From an optimization exercise on the open Yosys and OpenROAD flow, aimed at small area; shortcuts taken in it are not production practice. Only simulation tests tie the RTL to the original design; equivalence was not proved. Some runs may be left out. An edit can pass the tests and still lose a function that they never use. Power and IR drop assume default switching activity.

==> flow/design.v <==
module register_file #(parameter DATA_WIDTH=32, LOG2_NUM_REGS=4, NUM_REGS=16)
	  		(
			clk, 
			reset_n,
			read_en, 
			write_en, 
			raddr_0,
			raddr_1, 
			waddr,
			wdata,
			rdata_0,
			rdata_1
			);
input clk;				 
input reset_n;				 
input [1:0] read_en;			 
input [LOG2_NUM_REGS-1:0] raddr_0;	 
input [LOG2_NUM_REGS-1:0] raddr_1;	 
input write_en;				 
input [LOG2_NUM_REGS-1:0] waddr;	 
input [DATA_WIDTH-1:0]    wdata;	 
output [DATA_WIDTH-1:0]    rdata_0;	 
output [DATA_WIDTH-1:0]    rdata_1;	 
reg   [DATA_WIDTH-1:0]    RF[0:NUM_REGS-1];  
wire read_port_0;
wire read_port_1;
wire read_port_2;
assign read_port_0 = read_en[0]; 
assign read_port_1 = read_en[1];    
assign rdata_0 = read_port_0 ? RF[raddr_0]: 32'h0;
assign rdata_1 = read_port_1 ? RF[raddr_1]: 32'h0;
always @(posedge clk)
begin
	if(~reset_n)
	begin
		RF[0] 	<= 32'h0;
		RF[1] 	<= 32'h0;
		RF[2] 	<= 32'h0;
		RF[3] 	<= 32'h0;
		RF[4] 	<= 32'h0;
		RF[5] 	<= 32'h0;
		RF[6] 	<= 32'h0;
		RF[7] 	<= 32'h0;
		RF[8] 	<= 32'h0;
		RF[9] 	<= 32'h0;
		RF[10]	<= 32'h0;
		RF[11] 	<= 32'h0;
		RF[12] 	<= 32'h0;
		RF[13] 	<= 32'h0;
		RF[14] 	<= 32'h0;
		RF[15] 	<= 32'h0;
	end
	else
	begin
	if(write_en)
		RF[waddr] <= wdata;
	end
end
endmodule
module register_bank  #(parameter NUM_LANES=8, DATA_WIDTH=32, NUM_REGS=16, LOG2_NUM_REGS=4)
			(
			clk, 
			rst_n,
			read_en_0,
			read_en_1, 
			raddr_0,
			raddr_1, 
			write_en, 
			wdata_0,	 
			wdata_1,	 
			wdata_2,	 
			wdata_3,	 
			wdata_4,	 
			wdata_5,	 
			wdata_6,	 
			wdata_7,	 
			rdata_0_0,	 
			rdata_1_0,	 
			rdata_0_1,	 
			rdata_1_1,	 
			rdata_0_2,	 
			rdata_1_2,	 
			rdata_0_3,	 
			rdata_1_3,	 
			rdata_0_4,	 
			rdata_1_4,	 
			rdata_0_5,	 
			rdata_1_5,	 
			rdata_0_6,	 
			rdata_1_6,	 
			rdata_0_7,	 
			rdata_1_7,	 
			waddr
			);
input clk;				 
input rst_n;				 
input [NUM_LANES-1:0] read_en_0; 	 
input [NUM_LANES-1:0] read_en_1;
input [NUM_LANES-1:0] write_en;
input [LOG2_NUM_REGS-1:0] raddr_0;
input [LOG2_NUM_REGS-1:0] raddr_1;
input [LOG2_NUM_REGS-1:0] waddr;
input [DATA_WIDTH-1:0]    wdata_0;	 
input [DATA_WIDTH-1:0]    wdata_1;	 
input [DATA_WIDTH-1:0]    wdata_2;	 
input [DATA_WIDTH-1:0]    wdata_3;	 
input [DATA_WIDTH-1:0]    wdata_4;	 
input [DATA_WIDTH-1:0]    wdata_5;	 
input [DATA_WIDTH-1:0]    wdata_6;	 
input [DATA_WIDTH-1:0]    wdata_7;	 
output [DATA_WIDTH-1:0]    rdata_0_0;	 
output [DATA_WIDTH-1:0]    rdata_1_0;	 
output [DATA_WIDTH-1:0]    rdata_0_1;	 
output [DATA_WIDTH-1:0]    rdata_1_1;	 
output [DATA_WIDTH-1:0]    rdata_0_2;	 
output [DATA_WIDTH-1:0]    rdata_1_2;	 
output [DATA_WIDTH-1:0]    rdata_0_3;	 
output [DATA_WIDTH-1:0]    rdata_1_3;	 
output [DATA_WIDTH-1:0]    rdata_0_4;	 
output [DATA_WIDTH-1:0]    rdata_1_4;	 
output [DATA_WIDTH-1:0]    rdata_0_5;	 
output [DATA_WIDTH-1:0]    rdata_1_5;	 
output [DATA_WIDTH-1:0]    rdata_0_6;	 
output [DATA_WIDTH-1:0]    rdata_1_6;	 
output [DATA_WIDTH-1:0]    rdata_0_7;	 
output [DATA_WIDTH-1:0]    rdata_1_7;	 
register_file 		#(.DATA_WIDTH(32), 
                          .NUM_REGS(16),
                          .LOG2_NUM_REGS(4))
		RF_LANE_0(
			.clk(clk),
			.reset_n(rst_n),
			.read_en({read_en_1[0], read_en_0[0]}),
			.write_en(write_en[0]),
			.raddr_0(raddr_0),
			.raddr_1(raddr_1),
			.waddr(waddr),
			.wdata(wdata_0),
			.rdata_0(rdata_0_0),
			.rdata_1(rdata_1_0)
			);
register_file 		#(.DATA_WIDTH(32), 
			  .NUM_REGS(16),
			  .LOG2_NUM_REGS(4))
		RF_LANE_1(
			.clk(clk),
			.reset_n(rst_n),
			.read_en({read_en_1[1], read_en_0[1]}),
			.write_en(write_en[1]),
			.raddr_0(raddr_0),
			.raddr_1(raddr_1),
			.waddr(waddr),
			.wdata(wdata_1),
			.rdata_0(rdata_0_1),
			.rdata_1(rdata_1_1)
			);
register_file 		#(.DATA_WIDTH(32), 
                          .NUM_REGS(16),
                          .LOG2_NUM_REGS(4))
		RF_LANE_2(
			.clk(clk),
			.reset_n(rst_n),
			.read_en({read_en_1[2], read_en_0[2]}),
			.write_en(write_en[2]),
			.raddr_0(raddr_0),
			.raddr_1(raddr_1),
			.waddr(waddr),
			.wdata(wdata_2),
			.rdata_0(rdata_0_2),
			.rdata_1(rdata_1_2)
			);
register_file 		#(.DATA_WIDTH(32), 
                          .NUM_REGS(16),
                          .LOG2_NUM_REGS(4))
		RF_LANE_3(
			.clk(clk),
			.reset_n(rst_n),
			.read_en({read_en_1[3], read_en_0[3]}),
			.write_en(write_en[3]),
			.raddr_0(raddr_0),
			.raddr_1(raddr_1),
			.waddr(waddr),
			.wdata(wdata_3),
			.rdata_0(rdata_0_3),
			.rdata_1(rdata_1_3)
			);
register_file 		#(.DATA_WIDTH(32), 
                          .NUM_REGS(16),
                          .LOG2_NUM_REGS(4))
		RF_LANE_4(
			.clk(clk),
			.reset_n(rst_n),
			.read_en({read_en_1[4], read_en_0[4]}),
			.write_en(write_en[4]),
			.raddr_0(raddr_0),
			.raddr_1(raddr_1),
			.waddr(waddr),
			.wdata(wdata_4),
			.rdata_0(rdata_0_4),
			.rdata_1(rdata_1_4)
			);
register_file 		#(.DATA_WIDTH(32), 
                          .NUM_REGS(16),
                          .LOG2_NUM_REGS(4))
		RF_LANE_5 (
			.clk(clk),
			.reset_n(rst_n),
			.read_en({read_en_1[5], read_en_0[5]}),
			.write_en(write_en[5]),
			.raddr_0(raddr_0),
			.raddr_1(raddr_1),
			.waddr(waddr),
			.wdata(wdata_5),
			.rdata_0(rdata_0_5),
			.rdata_1(rdata_1_5)
			);
register_file 		#(.DATA_WIDTH(32), 
                          .NUM_REGS(16),
                          .LOG2_NUM_REGS(4))
		RF_LANE_6(
			.clk(clk),
			.reset_n(rst_n),
			.read_en({read_en_1[6], read_en_0[6]}),
			.write_en(write_en[6]),
			.raddr_0(raddr_0),
			.raddr_1(raddr_1),
			.waddr(waddr),
			.wdata(wdata_6),
			.rdata_0(rdata_0_6),
			.rdata_1(rdata_1_6)
			);
register_file 		#(.DATA_WIDTH(32), 
                          .NUM_REGS(16),
                          .LOG2_NUM_REGS(4))
		RF_LANE_7(
			.clk(clk),
			.reset_n(rst_n),
			.read_en({read_en_1[7], read_en_0[7]}),
			.write_en(write_en[7]),
			.raddr_0(raddr_0),
			.raddr_1(raddr_1),
			.waddr(waddr),
			.wdata(wdata_7),
			.rdata_0(rdata_0_7),
			.rdata_1(rdata_1_7)
			);
endmodule			
==> flow/run.sh <==
#!/bin/bash
# synth_recipe.tcl (not shown) runs the flow's synth.tcl, then flattens the netlist and writes it again
# the make line also repeats each setting of config.mk as NAME=value (left out here)
make -C /OpenROAD-flow-scripts/flow DESIGN_CONFIG=/design/flow/config.mk WORK_HOME=/design/flow/orfs CLKGATE_MAP_FILE= SYNTH_SCRIPT=/design/flow/synth_recipe.tcl finish
==> flow/config.mk <==
export PLATFORM = sky130hd
export DESIGN_NAME = register_bank
export DESIGN_NICKNAME = register_bank
export VERILOG_FILES = /design/flow/design.v
export SDC_FILE = /design/flow/constraint.sdc
export NUM_CORES = 4
export LEC_CHECK = 0
export CAP_MARGIN = 20
export CORE_MARGIN = 2
export CORE_UTILIZATION = 40
export SLEW_MARGIN = 20
==> flow/constraint.sdc <==
create_clock -name core_clock -period 8.0 [get_ports {clk}]
set_input_delay 1.6000 -clock core_clock [delete_from_list [all_inputs] [get_ports {clk}]]
set_output_delay 1.6000 -clock core_clock [all_outputs]
set_load 0.01 [all_outputs]
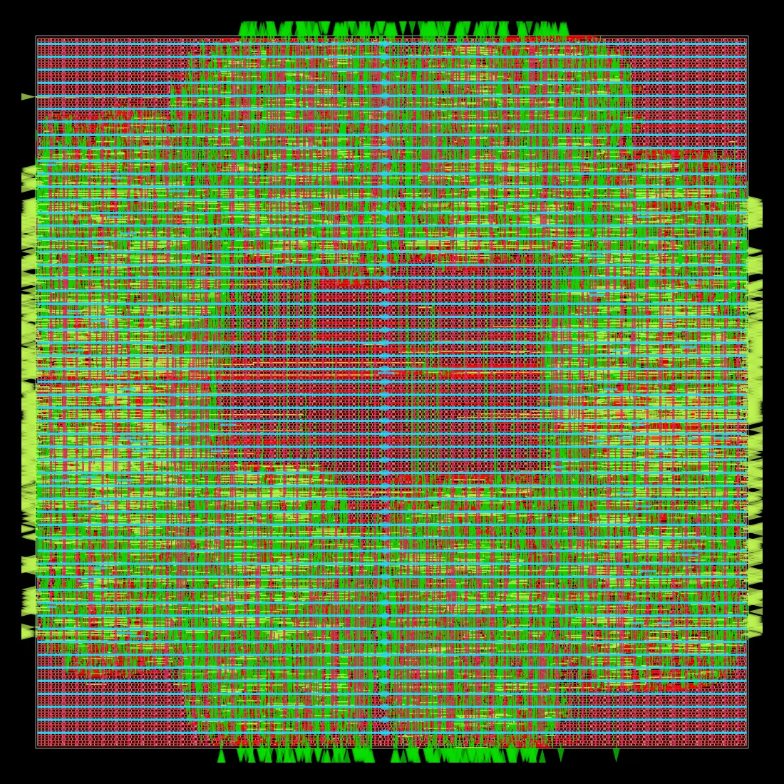
Run 1: the whole layout, all layers
# rows: 272
Die ar.: 0.556 mm2

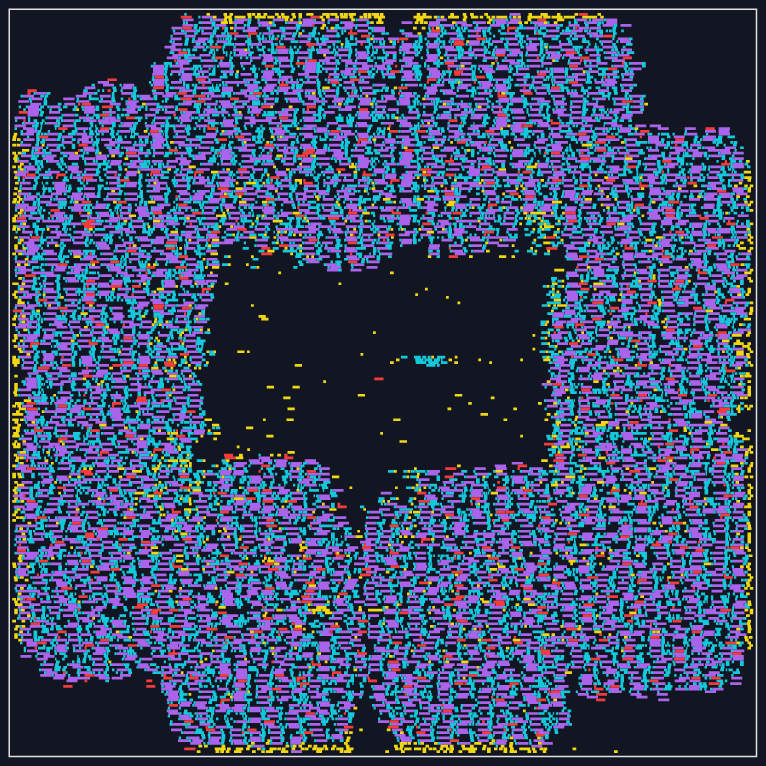
Run 1: cells coloured by class
(1 px per um)
[purple] flip-flops | cells: 4,096
[cyan] all other logic | cells: 11,694
[red] clock drivers and dummy loads | cells: 831
[yellow] other buffers and delay cells | cells: 1,467
Core Region: 0.548 mm2
Final Cell Area: 0.254 mm2
sequential share of cell area: 48.3%
Final Core Density: 46.4%

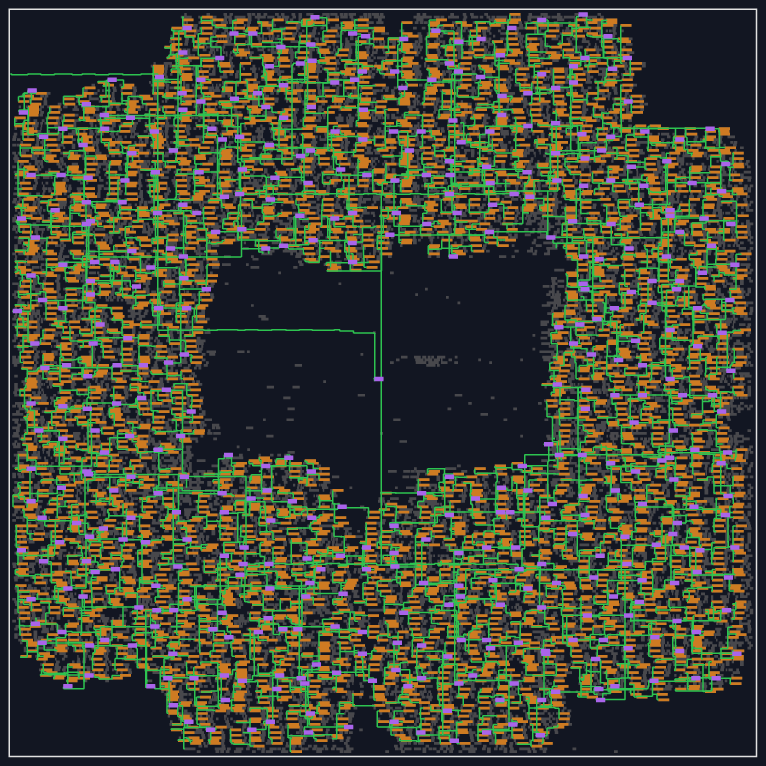
Run 1: clock network drawn from the DEF
(1 px per um)
[orange] flip-flops | count: 4,096
[purple] cells driving clock nets | count: 452
[green] clock wires | length: 54.3 mm
routed clock nets: 453
clock-net power: 21.0 mW
clock share of power: 39.2%

==> summary.txt, run 1 <==
Leakage - 97.2 nW
Die Span Y - 746 um
Final hold viol count - 0
Final setup fails - 0
DRC Markers - 0
Post-synthesis cell type count - 23
Routed len/inst - 33.7 um
CTS Hold Bufs - 0
Status - no timing/DRC/antenna violations
Largest net degree at the start of global routing - 117
PortBufs - 805
Vias in the first global route - 154,000
DRT iter0 DRCs - 19,800
Least-Margin Pin Slew - 1.20 ns
Initial core utilization - 40.1%
Startpoint types - primary input
Synth-to-layout area growth - 15.6%
Internal power - 39.3 mW
CTS resizes - 0
WL final - 856 mm
CTS Buf Count - 452
Antenna violations before repair - 164
Sw frac - 26.8%
# Max-Cap Violations - 0
Fmax - 0.142 GHz
Clk sinks - 4,096
Post-Syn Area - 0.220 mm2
Crit path max fanout - 31
Post-CTS setup buffers - 0
Final setup TNS - 0 ns
Final worst-path cycle share - 88.2%
Critical Path RT - 6.40 ns
Post-DP HPWL - 487 mm
Flop pwr share - 47.4%
Max_slew headroom - 19.2%
Number of synthesized register bits - 4,096
I/O pin count - 806
CTS HTree Levels - 5
Combinational power share - 13.4%
TritonCTS clock tree - done
Post-synthesis net count - 17,800
Minimum clock period - 7.06 ns
Syn Inst Count - 17,500
GPL Wtd Cong - 0.827
Vias per cell - 6.12
Hold Path Stages - 2
Yosys Warn Count - 1
Max Root-Sink Buffers - 4
Seq/Total Area, Yosys - 55.9%
Hold Crit Endpoint - RF_LANE_7.RF[9][28]$_SDFFCE_PN0P_
Total track usage - 29.7%
Hold Path Class - primary input to flip-flop
Root buf cell - clkbuf_16
Clock transition at path regs - 0.06 ns
Crit end category - output port
Hold path start - rst_n
Nets - 18,000
Crit Path Category - primary input to output port
Post-Syn Area per Cell - 12.6 um2
Routed vias - 156,000
Drt first pass iters - 5
[run 1: cells in the mapped netlist (all sizes together)]
cell,number,share of area [%]
and2,4098,12
clkbuf,1146,2.0
a221oi,205,0.82
nand2,852,1.5
nor2,132,0.23
o22ai,307,0.87
mux4,205,2.1
nand4,1,0.0028
mux2i,3686,17
o21ai,538,1.2
a22oi,1638,5.6
nand3,6,0.014
edfxtp,4096,56
buf,536,1.3
nand2b,16,0.045
and2b,4,0.014
inv,2,0.0034
nor2b,4,0.011
[run 1: layer usage]
metal | track usage (%) | vias up | routed length, um
li1 | - | 65700 | -
met5 | 0 | - | 645
met2 | 47.5 | 8744 | 395000
met3 | 6.80 | 1979 | 88900
met4 | 13.0 | 102 | 41200
met1 | 38.5 | 79300 | 331000
[run 1: worst max-delay path by stage]
| stage | from | slack [ns] | end | cells after the start |
|---|---|---|---|---|
| global route | raddr_1[1] | 1.02 | rdata_1_5[30] | 9 |
| CTS | raddr_0[1] | 1.07 | rdata_0_2[3] | 8 |
| global placement | raddr_0[2] | 1.04 | rdata_0_4[31] | 6 |
| finish | raddr_0[2] | 0.94 | rdata_0_4[31] | 6 |
| floorplan | rst_n | 2.98 | RF_LANE_6.RF[0][0]$_SDFFCE_PN0P_ | 5 |
| detailed placement | raddr_0[2] | 1.09 | rdata_0_4[31] | 6 |
[run 1: registers in the layout, indices dropped and copies added, names as in the netlist]
| name | cells |
|---|---|
| RF_LANE_0.RF | 512 |
| RF_LANE_1.RF | 512 |
| RF_LANE_2.RF | 512 |
| RF_LANE_3.RF | 512 |
| RF_LANE_4.RF | 512 |
| RF_LANE_5.RF | 512 |
| RF_LANE_6.RF | 512 |
| RF_LANE_7.RF | 512 |
[run 1: placed cells by master, fill, tap and decap left out, types with 128 or more instances in the layout]
cell / count
nor2_4: 130
a221oi_1: 205
and2_1: 4096
a22oi_1: 1638
clkdlybuf4s50_1: 783
nand2_1: 819
mux2i_1: 3686
o21ai_0: 248
clkbuf_16: 456
o21ai_1: 162
o22ai_1: 304
mux4_2: 205
edfxtp_1: 4096
buf_4: 537
o21ai_4: 128
[run 1: stage by stage]
| stage | cells | cell area, um2 | power, mW | worst slack (ns) | hold slack, ns |
|---|---|---|---|---|---|
| after global placement | 24500 | 239000 | 32.9 | 1.04 | 2.33 |
| after CTS | 25300 | 254000 | 53.7 | 1.07 | 1.22 |
| final | 25400 | 254000 | 53.7 | 0.943 | 1.34 |
| after detailed placement | 24500 | 239000 | 33.0 | 1.09 | 2.34 |
| after floorplan | 17500 | 220000 | 29.6 | 2.98 | 1.80 |
| after global routing | 25400 | 254000 | 55.1 | 1.02 | 1.27 |
[run 1: layout make-up]
class / instances / area [um2]
diodes: 98 / 245
clock inverters: 284 / 2890
fillers: 48500 / 294000
inverters: 2 / 20.0
repair buffers: 1467 / 14900
well taps: 7261 / 9080
flip-flops and latches: 4096 / 123000
multi-input cells: 11700 / 92500
clock buffers: 547 / 11800
[run 1: power groups by stage]
| stage | combinational (mW) | clock, mW | sequential [mW] |
|---|---|---|---|
| 3_3_place_gp | 7.03 | 0 | 25.8 |
| 2_1_floorplan | 3.80 | 0 | 25.8 |
| 3_5_place_dp | 7.07 | 0 | 25.9 |
| 6_report | 7.21 | 21.0 | 25.5 |
| 4_1_cts | 7.10 | 21.2 | 25.5 |
| 5_1_grt | 7.48 | 22.0 | 25.6 |
[run 1: critical path, stage by stage]
cell and delay [ns]:
buf_8 0.40, buf_4 0.77, mux4_2 0.40, o21ai_0 0.87, o21ai_0 0.55, clkdlybuf4s50_1 0.63
[run 1: logic make-up (layout without fill, tap and decap cells)]
| kind of cell | after synthesis | in the layout | share of synthesized area (%) |
|---|---|---|---|
| other | 0 | 98 | 0 |
| flip-flops | 4096 | 4096 | 55.9 |
| AND/OR/NAND/NOR | 5113 | 5113 | 13.4 |
| multiplexers | 3891 | 3891 | 18.9 |
| AO/OA/AOI/OAI | 2688 | 2688 | 8.50 |
| buffers and inverters | 1684 | 2300 | 3.31 |
==> run 2: changes to the inputs <==
--- a/flow/design.v
+++ b/flow/design.v
@@ -1,59 +1,44 @@
 module register_file #(parameter DATA_WIDTH=32, LOG2_NUM_REGS=4, NUM_REGS=16)
-	  		(
-			clk, 
-			reset_n,
-			read_en, 
-			write_en, 
-			raddr_0,
-			raddr_1, 
-			waddr,
-			wdata,
-			rdata_0,
-			rdata_1
-			);
-input clk;				 
-input reset_n;				 
-input [1:0] read_en;			 
-input [LOG2_NUM_REGS-1:0] raddr_0;	 
-input [LOG2_NUM_REGS-1:0] raddr_1;	 
-input write_en;				 
-input [LOG2_NUM_REGS-1:0] waddr;	 
-input [DATA_WIDTH-1:0]    wdata;	 
-output [DATA_WIDTH-1:0]    rdata_0;	 
-output [DATA_WIDTH-1:0]    rdata_1;	 
-reg   [DATA_WIDTH-1:0]    RF[0:NUM_REGS-1];  
-wire read_port_0;
-wire read_port_1;
-wire read_port_2;
-assign read_port_0 = read_en[0]; 
-assign read_port_1 = read_en[1];    
-assign rdata_0 = read_port_0 ? RF[raddr_0]: 32'h0;
-assign rdata_1 = read_port_1 ? RF[raddr_1]: 32'h0;
+	(
+	input                      clk,
+	input                      reset_n,
+	input  [1:0]               read_en,
+	input                      write_en,
+	input  [LOG2_NUM_REGS-1:0] raddr_0,
+	input  [LOG2_NUM_REGS-1:0] raddr_1,
+	input  [LOG2_NUM_REGS-1:0] waddr,
+	input  [DATA_WIDTH-1:0]    wdata,
+	output [DATA_WIDTH-1:0]    rdata_0,
+	output [DATA_WIDTH-1:0]    rdata_1
+	);
+wire [DATA_WIDTH-1:0] wd = wdata & {DATA_WIDTH{reset_n}};
+reg [DATA_WIDTH-1:0] RF [0:NUM_REGS-1];
+wire [NUM_REGS-1:0] sel_0, sel_1;
+genvar r;
+generate
+for (r = 0; r < NUM_REGS; r = r + 1) begin : g_dec
+	assign sel_0[r] = read_en[0] & (raddr_0 == r);
+	assign sel_1[r] = read_en[1] & (raddr_1 == r);
+end
+endgenerate
+integer w;
 always @(posedge clk)
-begin
-	if(~reset_n)
-	begin
-		RF[0] 	<= 32'h0;
-		RF[1] 	<= 32'h0;
-		RF[2] 	<= 32'h0;
-		RF[3] 	<= 32'h0;
-		RF[4] 	<= 32'h0;
-		RF[5] 	<= 32'h0;
-		RF[6] 	<= 32'h0;
-		RF[7] 	<= 32'h0;
-		RF[8] 	<= 32'h0;
-		RF[9] 	<= 32'h0;
-		RF[10]	<= 32'h0;
-		RF[11] 	<= 32'h0;
-		RF[12] 	<= 32'h0;
-		RF[13] 	<= 32'h0;
-		RF[14] 	<= 32'h0;
-		RF[15] 	<= 32'h0;
+	if (~reset_n) begin
+		for (w = 0; w < NUM_REGS; w = w + 1)
+			RF[w] <= wd;
 	end
-	else
-	begin
-	if(write_en)
-		RF[waddr] <= wdata;
+	else if (write_en)
+		RF[waddr] <= wd;
+reg [DATA_WIDTH-1:0] rd0, rd1;
+integer i;
+always @* begin
+	rd0 = {DATA_WIDTH{1'b0}};
+	rd1 = {DATA_WIDTH{1'b0}};
+	for (i = 0; i < NUM_REGS; i = i + 1) begin
+		rd0 = rd0 | (RF[i] & {DATA_WIDTH{sel_0[i]}});
+		rd1 = rd1 | (RF[i] & {DATA_WIDTH{sel_1[i]}});
 	end
 end
+assign rdata_0 = rd0;
+assign rdata_1 = rd1;
 endmodule
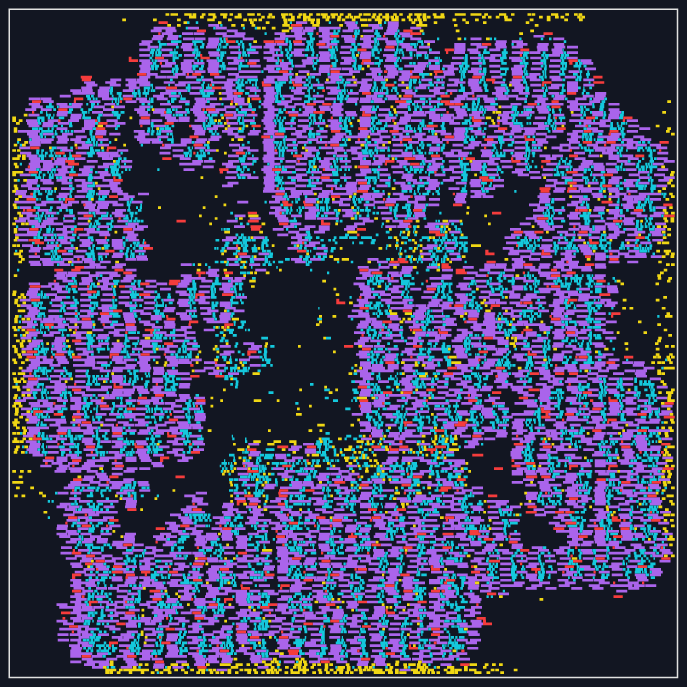
Run 2: cells coloured by class
(1 px per um)
[cyan] all other logic | cells: 7,309
[purple] flip-flops | cells: 4,096
[red] clock drivers and dummy loads | cells: 798
[yellow] other buffers and delay cells | cells: 1,327
# rows: 243
Final Core Density: 47.1%
sequential share of cell area: 59.7%
Core Region: 0.438 mm2

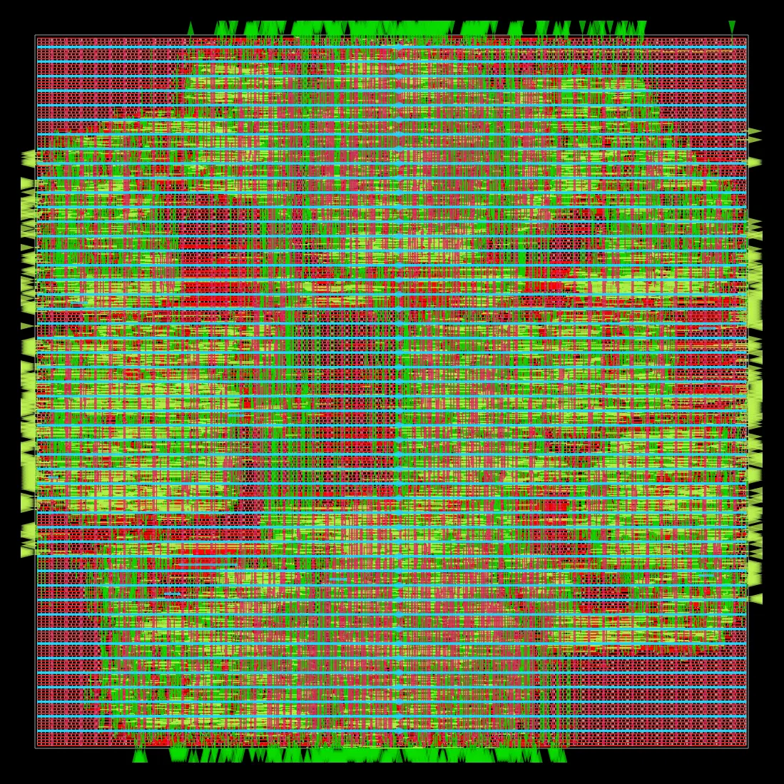
Run 2: the whole layout, all layers
DIE WIDTH: 667 um
Die Span Y: 667 um

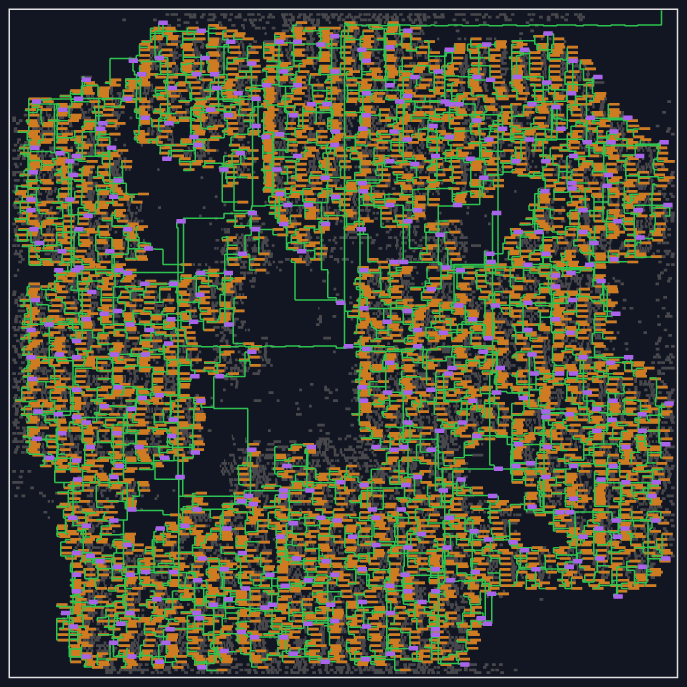
Run 2: clock network drawn from the DEF
(1 px per um)
[green] clock wires | length: 49.8 mm
[purple] cells driving clock nets | count: 430
[orange] flip-flops | count: 4,096
routed clock nets: 431
flops lie: spread over the die
clock-net power: 20.1 mW
clock share of power: 38.9%

==> summary.txt, run 2 <==
Status - no timing/DRC/antenna violations (unchanged)
Initial core utilization - 40.1% (about the same)
Post-DP HPWL - 436 mm (was 487 mm)
CP delay by family, top - simple AND/OR/NAND/NOR gates (was buffers and inverters)
Number of synthesized register bits - 4,096 (unchanged)
Crit Path Category - primary input to output port (unchanged)
Post-synthesis net count - 12,900 (was 17,800)
CTS Hold Bufs - 0 (unchanged)
Routed len/inst - 40.1 um (was 33.7 um)
PortBufs - 805 (unchanged)
Synth area leader - edfxtp_1 (unchanged)
First-pass GRT wire length - 1040 mm (was 1190 mm)
Total track usage - 33.5% (was 29.7%)
Post-CTS setup buffers - 0 (unchanged)
Total gr overflow - 0 (unchanged)
CP cell instances - buf_4, nor2b_4, buf_4, and3_2, buf_4, a22o_1, a221oi_1, nand4_1, clkdlybuf4s50_1 (was buf_8, buf_4, mux4_2, o21ai_0, o21ai_0, clkdlybuf4s50_1)
Leading cell type in the layout, fill and taps excluded - edfxtp_1
Most frequent CP cell - buf_4 (was o21ai_0)
Ratio of cells with drive above 1 in the final layout - 12.0% (was 10.2%)
# Max-Cap Violations - 0 (unchanged)
Fmax - 0.134 GHz (was 0.142 GHz)
Post-synthesis cell type count - 57 (was 23)
Synth-to-layout area growth - 17.3% (was 15.6%)
Crit end category - output port (unchanged)
Final setup fails - 0 (unchanged)
Combinational power share - 9.1% (was 13.4%)
Crit path buf inv count - 4 (was 3)
Nets - 13,500 (was 18,000)
Final WS setup - 0.520 ns (was 0.943 ns)
TritonCTS clock tree - done (unchanged)
Critical path endpoint - rdata_1_2[7] (was rdata_0_4[31])
Syn Inst Count - 12,600 (was 17,500)
Clk sinks - 4,096 (unchanged)
Post-Syn Area - 0.176 mm2 (was 0.220 mm2)
DRC Markers - 0 (unchanged)
Critical Path Slowest Stage Cell - nor2b_4 (was o21ai_0)
Leakage - 70.4 nW (was 97.2 nW)
Startpoint types - primary input (unchanged)
Total net switching power - 13.2 mW (was 14.4 mW)
Antenna Nets Post-Route - 0 (unchanged)
Max_slew headroom - 16.5% (was 19.2%)
Post-synth EDFFs - 4,096 (unchanged)
Vias per cell - 7.06 (was 6.12)
Crit path max fanout - 21 (was 31)
Setup crit start - raddr_1[2] (was raddr_0[2])
DRT iter0 DRCs - 23,200 (was 19,800)
Max Root-Sink Buffers - 4 (unchanged)
Seq/Total Area, Yosys - 70.0% (was 55.9%)
Drt first pass iters - 9 (was 5)
Top post-synthesis cells by count - edfxtp_1, a22oi_1, nand2_1, clkbuf_1, nand3_1 (was and2_1, edfxtp_1, mux2i_1, a22oi_1, clkbuf_1)
Routed vias - 137,000 (was 156,000)
CTS HTree Levels - 5 (unchanged)
Most frequent cells in the layout - edfxtp_1, a22oi_1, nand2_1 (was edfxtp_1, and2_1, mux2i_1)
Final max-slew violation count - 0 (unchanged)
CP arrival - 5.88 ns (was 5.46 ns)
CTS resizes - 0 (unchanged)
Ranking of synthesized cells by area - edfxtp_1, a22oi_1, nand2_1, a22o_1, nand3_1 (was edfxtp_1, mux2i_1, and2_1, a22oi_1, mux4_2)
FFs w/ async S/R, synth - 0% (unchanged)
Top FF cell, synth - edfxtp_1 (unchanged)
Yosys Warn Count - 1 (unchanged)
Final setup TNS - 0 ns (unchanged)
GPL Wtd Cong - 0.908 (was 0.827)
Antenna violations before repair - 74 (was 164)
Minimum clock period - 7.48 ns (was 7.06 ns)
Post-synth top area share - 70.0% (was 55.9%)
Setup WS pre-CTS - 0.795 ns (was 1.09 ns)
Sw frac - 25.5% (was 26.8%)
PwrDens - 251 mW/mm2 (was 211 mW/mm2)
Post-Syn Area per Cell - 14.0 um2 (was 12.6 um2)
Crit path largest cell delay - 0.81 ns (was 0.87 ns)
Die ar. - 0.445 mm2 (was 0.556 mm2)
Final Power - 51.6 mW (was 53.7 mW)
WL final - 776 mm (was 856 mm)
Least-Margin Pin Slew - 1.25 ns (was 1.20 ns)
Root buf cell - clkbuf_16 (unchanged)
Worst path depth - 9 (was 6)
RSZ-0062 raised after global routing - false (unchanged)
I/O pin count - 806 (unchanged)
Flop pwr share - 52.0% (was 47.4%)
Max VDD drop - 0.000220 V (was 0.000212 V)
Most frequent cell after synthesis - edfxtp_1 (was and2_1)
Vias in the first global route - 130,000 (was 154,000)
Internal power - 38.5 mW (was 39.3 mW)
Largest net degree at the start of global routing - 96 (was 117)
Clock transition at path regs - 0.06 ns (about the same)
CTS Buf Count - 430 (was 452)
Hold Path Class - primary input to flip-flop (unchanged)
Final worst-path cycle share - 93.5% (was 88.2%)
Final hold viol count - 0 (unchanged)
Critical Path RT - 6.40 ns (about the same)
Fill cells - 38,000 (was 48,500)
[run 2: changes by cell type after synthesis, sizes merged, moves of 216 or more]
cell / delta
nand2: +370
or4: +216
a32o: +218
o22ai: -300
a22oi: +836
nand4: +475
buf: -312
and2: -3802
nand3: +774
o21ai: -517
mux2i: -3664
a22o: +501
[run 2: stage by stage]
stage	std cells	hold WS (ns)	cell area [um2]
2_1_floorplan	12600	2.05	176000
3_3_place_gp	18500	2.22	192000
3_5_place_dp	18500	2.22	192000
4_1_cts	19300	1.16	206000
5_1_grt	19300	1.22	206000
6_report	19300	1.26	206000
[run 2: kinds of logic after synthesis]
kind of cell	synth area share, %
multiplexers	0.433
buffers and inverters	2.62
AO/OA/AOI/OAI	16.9
AND/OR/NAND/NOR	10.1
flip-flops	70.0
[run 2: layer usage]
metal	track usage, %	part of all wire (%)	wire (um)
met1	43.5	36	277000
met4	22.4	7.7	59600
met3	8.88	13	105000
met5	0.0543	0.018	138
met2	49.4	43	334000
[run 2: area by class of cell]
cell class | instances | area, um2 | area share [%]
tap | 5757 | 7200 | 3.50
timing repair buffer | 1327 | 12300 | 5.95
clock inverter | 287 | 2800 | 1.36
antenna | 62 | 155 | 0.0753
inverter | 2 | 7.51 | 0.00364
multi-input combinational | 7307 | 49500 | 24.0
clock buffer | 511 | 11100 | 5.38
sequential | 4096 | 123000 | 59.7
[run 2: worst min-delay path by stage]
stage                                                to        start  depth (start not counted)  slack, ns
after floorplan           RF_LANE_6.RF[0][29]$_DFFE_PP_  wdata_6[29]                          1       2.05
after global placement    RF_LANE_6.RF[6][30]$_DFFE_PP_        rst_n                          2       2.22
after detailed placement  RF_LANE_6.RF[6][30]$_DFFE_PP_        rst_n                          2       2.22
after CTS                 RF_LANE_6.RF[6][30]$_DFFE_PP_        rst_n                          2       1.16
after global routing      RF_LANE_6.RF[6][30]$_DFFE_PP_        rst_n                          2       1.22
final                     RF_LANE_6.RF[6][30]$_DFFE_PP_        rst_n                          2       1.26
[run 2: power groups by stage]
stage               registers [mW]  logic (mW)  clock network [mW]
CTS                           26.8        4.58                20.1
detailed placement            27.2        4.56                   0
floorplan                     26.9        1.84                   0
finish                        26.8        4.71                20.1
global route                  27.0        4.78                20.9
global placement              27.2        4.55                   0
==> run 3: changes to the inputs <==
--- a/flow/design.v
+++ b/flow/design.v
@@ -15,10 +15,2 @@
 reg [DATA_WIDTH-1:0] RF [0:NUM_REGS-1];
-wire [NUM_REGS-1:0] sel_0, sel_1;
-genvar r;
-generate
-for (r = 0; r < NUM_REGS; r = r + 1) begin : g_dec
-	assign sel_0[r] = read_en[0] & (raddr_0 == r);
-	assign sel_1[r] = read_en[1] & (raddr_1 == r);
-end
-endgenerate
 integer w;
@@ -31,14 +23,44 @@
 		RF[waddr] <= wd;
-reg [DATA_WIDTH-1:0] rd0, rd1;
-integer i;
-always @* begin
-	rd0 = {DATA_WIDTH{1'b0}};
-	rd1 = {DATA_WIDTH{1'b0}};
-	for (i = 0; i < NUM_REGS; i = i + 1) begin
-		rd0 = rd0 | (RF[i] & {DATA_WIDTH{sel_0[i]}});
-		rd1 = rd1 | (RF[i] & {DATA_WIDTH{sel_1[i]}});
-	end
+wire [15:0] sel_0, sel_1;
+wire [DATA_WIDTH-1:0] q [0:15];
+genvar r, b;
+generate
+for (r = 0; r < 16; r = r + 1) begin : g_reg
+	assign sel_0[r] = read_en[0] & (raddr_0 == r);
+	assign sel_1[r] = read_en[1] & (raddr_1 == r);
+	assign q[r] = RF[r];
 end
-assign rdata_0 = rd0;
-assign rdata_1 = rd1;
+for (b = 0; b < DATA_WIDTH; b = b + 1) begin : g_bit
+	wire [15:0] col = {q[15][b], q[14][b], q[13][b], q[12][b],
+	                   q[11][b], q[10][b], q[9][b],  q[8][b],
+	                   q[7][b],  q[6][b],  q[5][b],  q[4][b],
+	                   q[3][b],  q[2][b],  q[1][b],  q[0][b]};
+	rb_mux16 u_rd0 (.s(sel_0), .d(col), .y(rdata_0[b]));
+	rb_mux16 u_rd1 (.s(sel_1), .d(col), .y(rdata_1[b]));
+end
+endgenerate
+endmodule
+module rb_mux16 (input [15:0] s, input [15:0] d, output y);
+wire [5:0] n;
+wire       a;
+rb_aoi222 u0 (.a1(s[0]),  .a2(d[0]),  .b1(s[1]),  .b2(d[1]),  .c1(s[2]),  .c2(d[2]),  .y(n[0]));
+rb_aoi222 u1 (.a1(s[3]),  .a2(d[3]),  .b1(s[4]),  .b2(d[4]),  .c1(s[5]),  .c2(d[5]),  .y(n[1]));
+rb_aoi222 u2 (.a1(s[6]),  .a2(d[6]),  .b1(s[7]),  .b2(d[7]),  .c1(s[8]),  .c2(d[8]),  .y(n[2]));
+rb_aoi222 u3 (.a1(s[9]),  .a2(d[9]),  .b1(s[10]), .b2(d[10]), .c1(s[11]), .c2(d[11]), .y(n[3]));
+rb_aoi222 u4 (.a1(s[12]), .a2(d[12]), .b1(s[13]), .b2(d[13]), .c1(s[14]), .c2(d[14]), .y(n[4]));
+rb_nand2  u5 (.a(s[15]), .b(d[15]), .y(n[5]));
+rb_and3   u6 (.a(n[0]), .b(n[1]), .c(n[2]), .y(a));
+rb_nand4  u7 (.a(a), .b(n[3]), .c(n[4]), .d(n[5]), .y(y));
+endmodule
+module rb_aoi222 (input a1, a2, b1, b2, c1, c2, output y);
+assign y = ~((a1 & a2) | (b1 & b2) | (c1 & c2));
+endmodule
+module rb_nand2 (input a, b, output y);
+assign y = ~(a & b);
+endmodule
+module rb_and3 (input a, b, c, output y);
+assign y = a & b & c;
+endmodule
+module rb_nand4 (input a, b, c, d, output y);
+assign y = ~(a & b & c & d);
 endmodule
--- a/flow/config.mk
+++ b/flow/config.mk
@@ -7,5 +7,9 @@
 export LEC_CHECK = 0
-export CAP_MARGIN = 20
+export CAP_MARGIN = 5
 export CORE_MARGIN = 2
-export CORE_UTILIZATION = 40
-export SLEW_MARGIN = 20
+export CORE_UTILIZATION = 45
+export CTS_BUF_LIST = sky130_fd_sc_hd__clkbuf_4 sky130_fd_sc_hd__clkbuf_8
+export CTS_CLUSTER_DIAMETER = 50
+export CTS_CLUSTER_SIZE = 8
+export SLEW_MARGIN = 5
+export SYNTH_HIERARCHICAL = 1
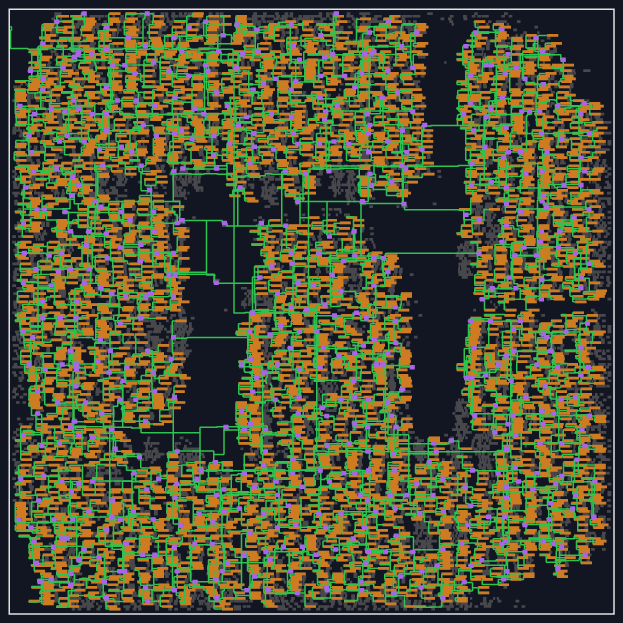
Run 3: clock network drawn from the DEF
(1 px per um)
[orange] flip-flops | count: 4,096
[green] clock wires | length: 49.6 mm
[purple] cells driving clock nets | count: 598
routed clock nets: 599
clock-net power: 15.1 mW
clock share of power: 32.8%

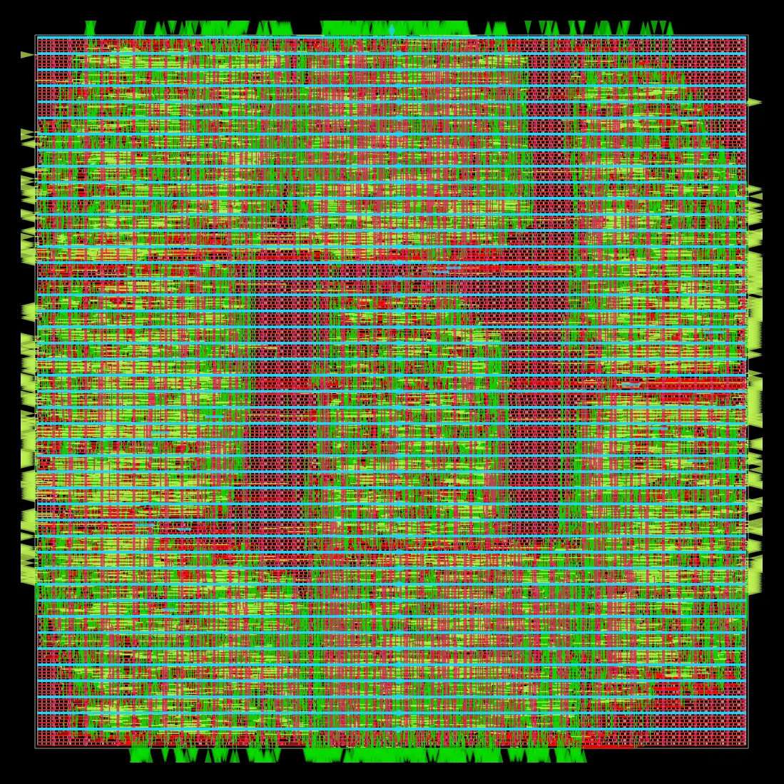
Run 3: the whole layout, all layers
# rows: 220
WL final: 614 mm

==> summary.txt, run 3 <==
Status - no timing/DRC/antenna violations (unchanged)
Initial core utilization - 45.1% (was 40.1%)
Clk sinks - 4,096 (unchanged)
Post-DP Area - 0.182 mm2 (was 0.192 mm2)
Crit path max fanout - 23 (was 21)
Die ar. - 0.364 mm2 (was 0.445 mm2)
Top post-synthesis cells by count - edfxtp_1, a222oi_1, nand2_1, and3_1, nand4_1 (was edfxtp_1, a22oi_1, nand2_1, clkbuf_1, nand3_1)
Vias per cell - 7.59 (was 7.06)
CTS HTree Levels - 6 (was 5)
First-pass GRT wire length - 847 mm (was 1040 mm)
Startpoint types - primary input (unchanged)
Synth area leader - edfxtp_1 (unchanged)
Antenna Nets Post-Route - 0 (unchanged)
Total gr overflow - 0 (unchanged)
Final setup TNS - 0 ns (unchanged)
PwrDens - 241 mW/mm2 (was 251 mW/mm2)
DRC Markers - 0 (unchanged)
Post-Syn Area - 0.162 mm2 (was 0.176 mm2)
Final worst-path cycle share - 89.7% (was 93.5%)
Ratio of cells with drive above 1 in the final layout - 14.1% (was 12.0%)
Fill cells - 28,600 (was 38,000)
Largest net degree at the start of global routing - 97 (was 96)
Most frequent cells in the layout - edfxtp_1, a222oi_1, clkdlybuf4s50_1 (was edfxtp_1, a22oi_1, nand2_1)
Antenna violations before repair - 72 (was 74)
Syn Inst Count - 9,048 (was 12,600)
Hold Path Stages - 2 (unchanged)
Clock transition at path regs - 0.06 ns (about the same)
Most frequent cell after synthesis - edfxtp_1 (unchanged)
Minimum clock period - 7.18 ns (was 7.48 ns)
Leakage - 58.9 nW (was 70.4 nW)
Total track usage - 32.3% (was 33.5%)
Final setup fails - 0 (unchanged)
Final hold viol count - 0 (unchanged)
Critical Path RT - 6.40 ns (about the same)
Post-synthesis net count - 9,342 (was 12,900)
Hold Path Class - primary input to flip-flop (unchanged)
Fmax - 0.139 GHz (was 0.134 GHz)
DRT iter0 DRCs - 27,200 (was 23,200)
RSZ-0062 raised after global routing - false (unchanged)
Yosys Warn Count - 7 (was 1)
Routed len/inst - 38.9 um (was 40.1 um)
CTS Buf Count - 598 (was 430)
Seq/Total Area, Yosys - 76.1% (was 70.0%)
Crit end category - output port (unchanged)
I/O pin count - 806 (unchanged)
Crit Path Category - primary input to output port (unchanged)
CP arrival - 5.58 ns (was 5.88 ns)
Ranking of synthesized cells by area - edfxtp_1, a222oi_1, and3_1, nand4_1, nand2_1 (was edfxtp_1, a22oi_1, nand2_1, a22o_1, nand3_1)
Root buf cell - clkbuf_8 (was clkbuf_16)
Final max-slew violation count - 0 (unchanged)
CTS Hold Bufs - 0 (unchanged)
Post-synth top area share - 76.1% (was 70.0%)
Max VDD drop - 0.000181 V (was 0.000220 V)
Post-synth EDFFs - 4,096 (unchanged)
Max Root-Sink Buffers - 4 (unchanged)
Leading cell type in the layout, fill and taps excluded - edfxtp_1 (unchanged)
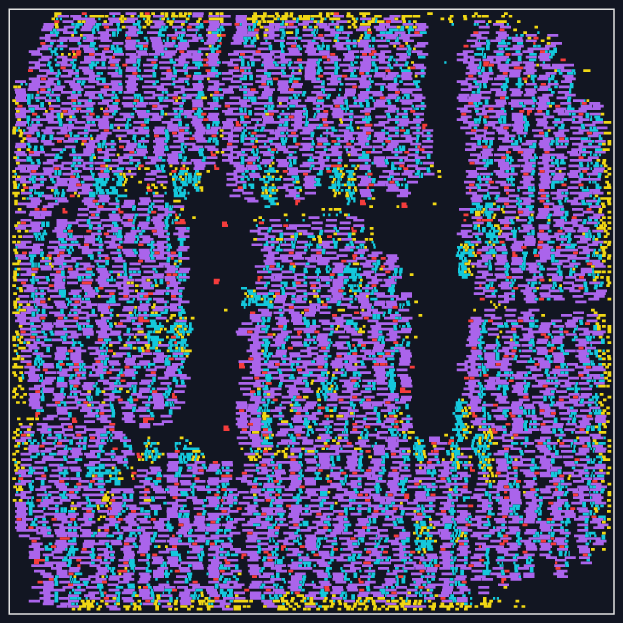
Run 3: cells coloured by class
(1 px per um)
[purple] flip-flops | cells: 4,096
[yellow] other buffers and delay cells | cells: 1,242
[cyan] all other logic | cells: 4,912
[red] clock drivers and dummy loads | cells: 710
Core Region: 0.358 mm2
Final Cell Area: 0.191 mm2
sequential share of cell area: 64.4%
Final Core Density: 53.3%

==> run 3: changes by cell type after synthesis, sizes merged, moves of 60 or more <==
cell and change:
nand3 -756, o21ai +107, a22o -501, nand2 -686
buf -216, and3 +405, a32o -218, nor2 +60
a221oi -415, nor3 -133, or4 -216, a222oi +2548
a22oi -2474, clkbuf -911
==> run 3: modules after synthesis (local to each module, per instance), excerpt <==
module / copies in the design / cells inside / flops+latches / area [um2]
rb_and3: 512 / 1 / 0 / 6.26
rb_nand2: 512 / 1 / 0 / 3.75
rb_nand4: 512 / 1 / 0 / 6.26
rb_aoi222: 2560 / 1 / 0 / 10.0
==> run 3: logic make-up (layout without fill, tap and decap cells) <==
family,Yosys count,after routing,share of synthesized area (%)
DFF,4096,4096,76.1
and+or+nand+nor,2224,2224,7.55
AOI/OAI and AO/OA,2688,2688,16.3
other,0,48,0
buffers and inverters,40,1952,0.0991
==> run 3: final cells by class <==
class / instances / area (um2) / area share (%)
Sequential cell: 4096 / 123000 / 64.4
Multi-Input combinational cell: 4912 / 41100 / 21.5
Timing Repair Buffer: 1242 / 11400 / 5.98
Clock buffer: 629 / 8540 / 4.47
Tap cell: 4773 / 5970 / 3.13
Clock inverter: 81 / 843 / 0.441
Antenna cell: 48 / 120 / 0.0629
==> run 3: path summary, 6_finish.rpt <==
| check | startpoint | to |
|---|---|---|
| setup / recovery | raddr_0[2] | rdata_0_0[26] |
| hold / removal | wdata_3[20] | RF_LANE_3.RF[11][20]$_DFFE_PP_ |
==> run 3: stage by stage <==
step	instances	setup slack [ns]	total power, mW	hold WS (ns)
after floorplan	9048	2.34	28.5	2.03
after global placement	15000	1.12	31.0	2.50
after detailed placement	15000	0.966	31.2	2.54
after CTS	15700	1.00	45.9	1.21
after global routing	15800	0.824	47.2	1.28
final	15800	0.825	46.0	1.30
==> run 3: worst max-delay path, cell delays in order <==
cell             delay [ns]
buf_2                  0.60
buf_4                  0.44
nand3b_1               0.28
nor3_2                 1.09
buf_12                 0.29
a222oi_1               0.10
and3_1                 0.22
nand4_1                0.13
clkdlybuf4s50_1        0.78
==> run 3: routing by layer <==
metal	vias to the layer above	global-route usage [%]	part of all wire [%]
met5	-	0	0.022
met4	22	21.4	7.2
met3	2063	8.48	14
met2	10600	50.1	46
met1	59800	39.9	33
li1	47200	-	-
==> run 3: power breakdown <==
| group | internal (mW) | total (mW) | leakage (nW) | switching (mW) |
|---|---|---|---|---|
| Clock | 7.21 | 15.1 | 4.83 | 7.85 |
| Sequential | 25.8 | 26.7 | 39.7 | 0.935 |
| Combinational | 1.41 | 4.17 | 14.3 | 2.76 |
| Total | 34.4 | 46.0 | 58.9 | 11.5 |

-- separate check: timing with driven ports --
In the flow no input, the clock included, has a driving cell. The finished layouts below were timed again as built, in two steps. Step 1 assumes that a clkbuf_16 drives the clock port and a buf_2 every other input. Step 2 moves the port delays by t, midway between the first and last clock arrival at a register: inputs arrive t later, outputs are due t later. That takes back most of the time a late clock gives input paths. Slacks: ideal ports / drivers / drivers and shift; pairs: ideal ports / drivers.
run | shift t [ns] | setup WS [ns] | hold slack, ns | worst setup path at the end | latest minus earliest clock arrival (ns)
run 1 | 1.169 | 0.943 / 0.893 / 0.893 | 1.344 / 1.341 / 2.510 | input to output | 0.108 / 0.108
run 2 | 1.131 | 0.520 / 0.439 / 0.439 | 1.262 / 1.176 / 2.307 | input to output | 0.088 / 0.087
run 3 | 1.328 | 0.825 / 0.712 / 0.712 | 1.303 / 1.207 / 2.534 | input to output | 0.088 / 0.089
After both steps every run listed still meets setup and hold. For run 3, which loses most, drivers alone change the setup slack by -0.113 ns; drivers and shift together by -0.113 ns.
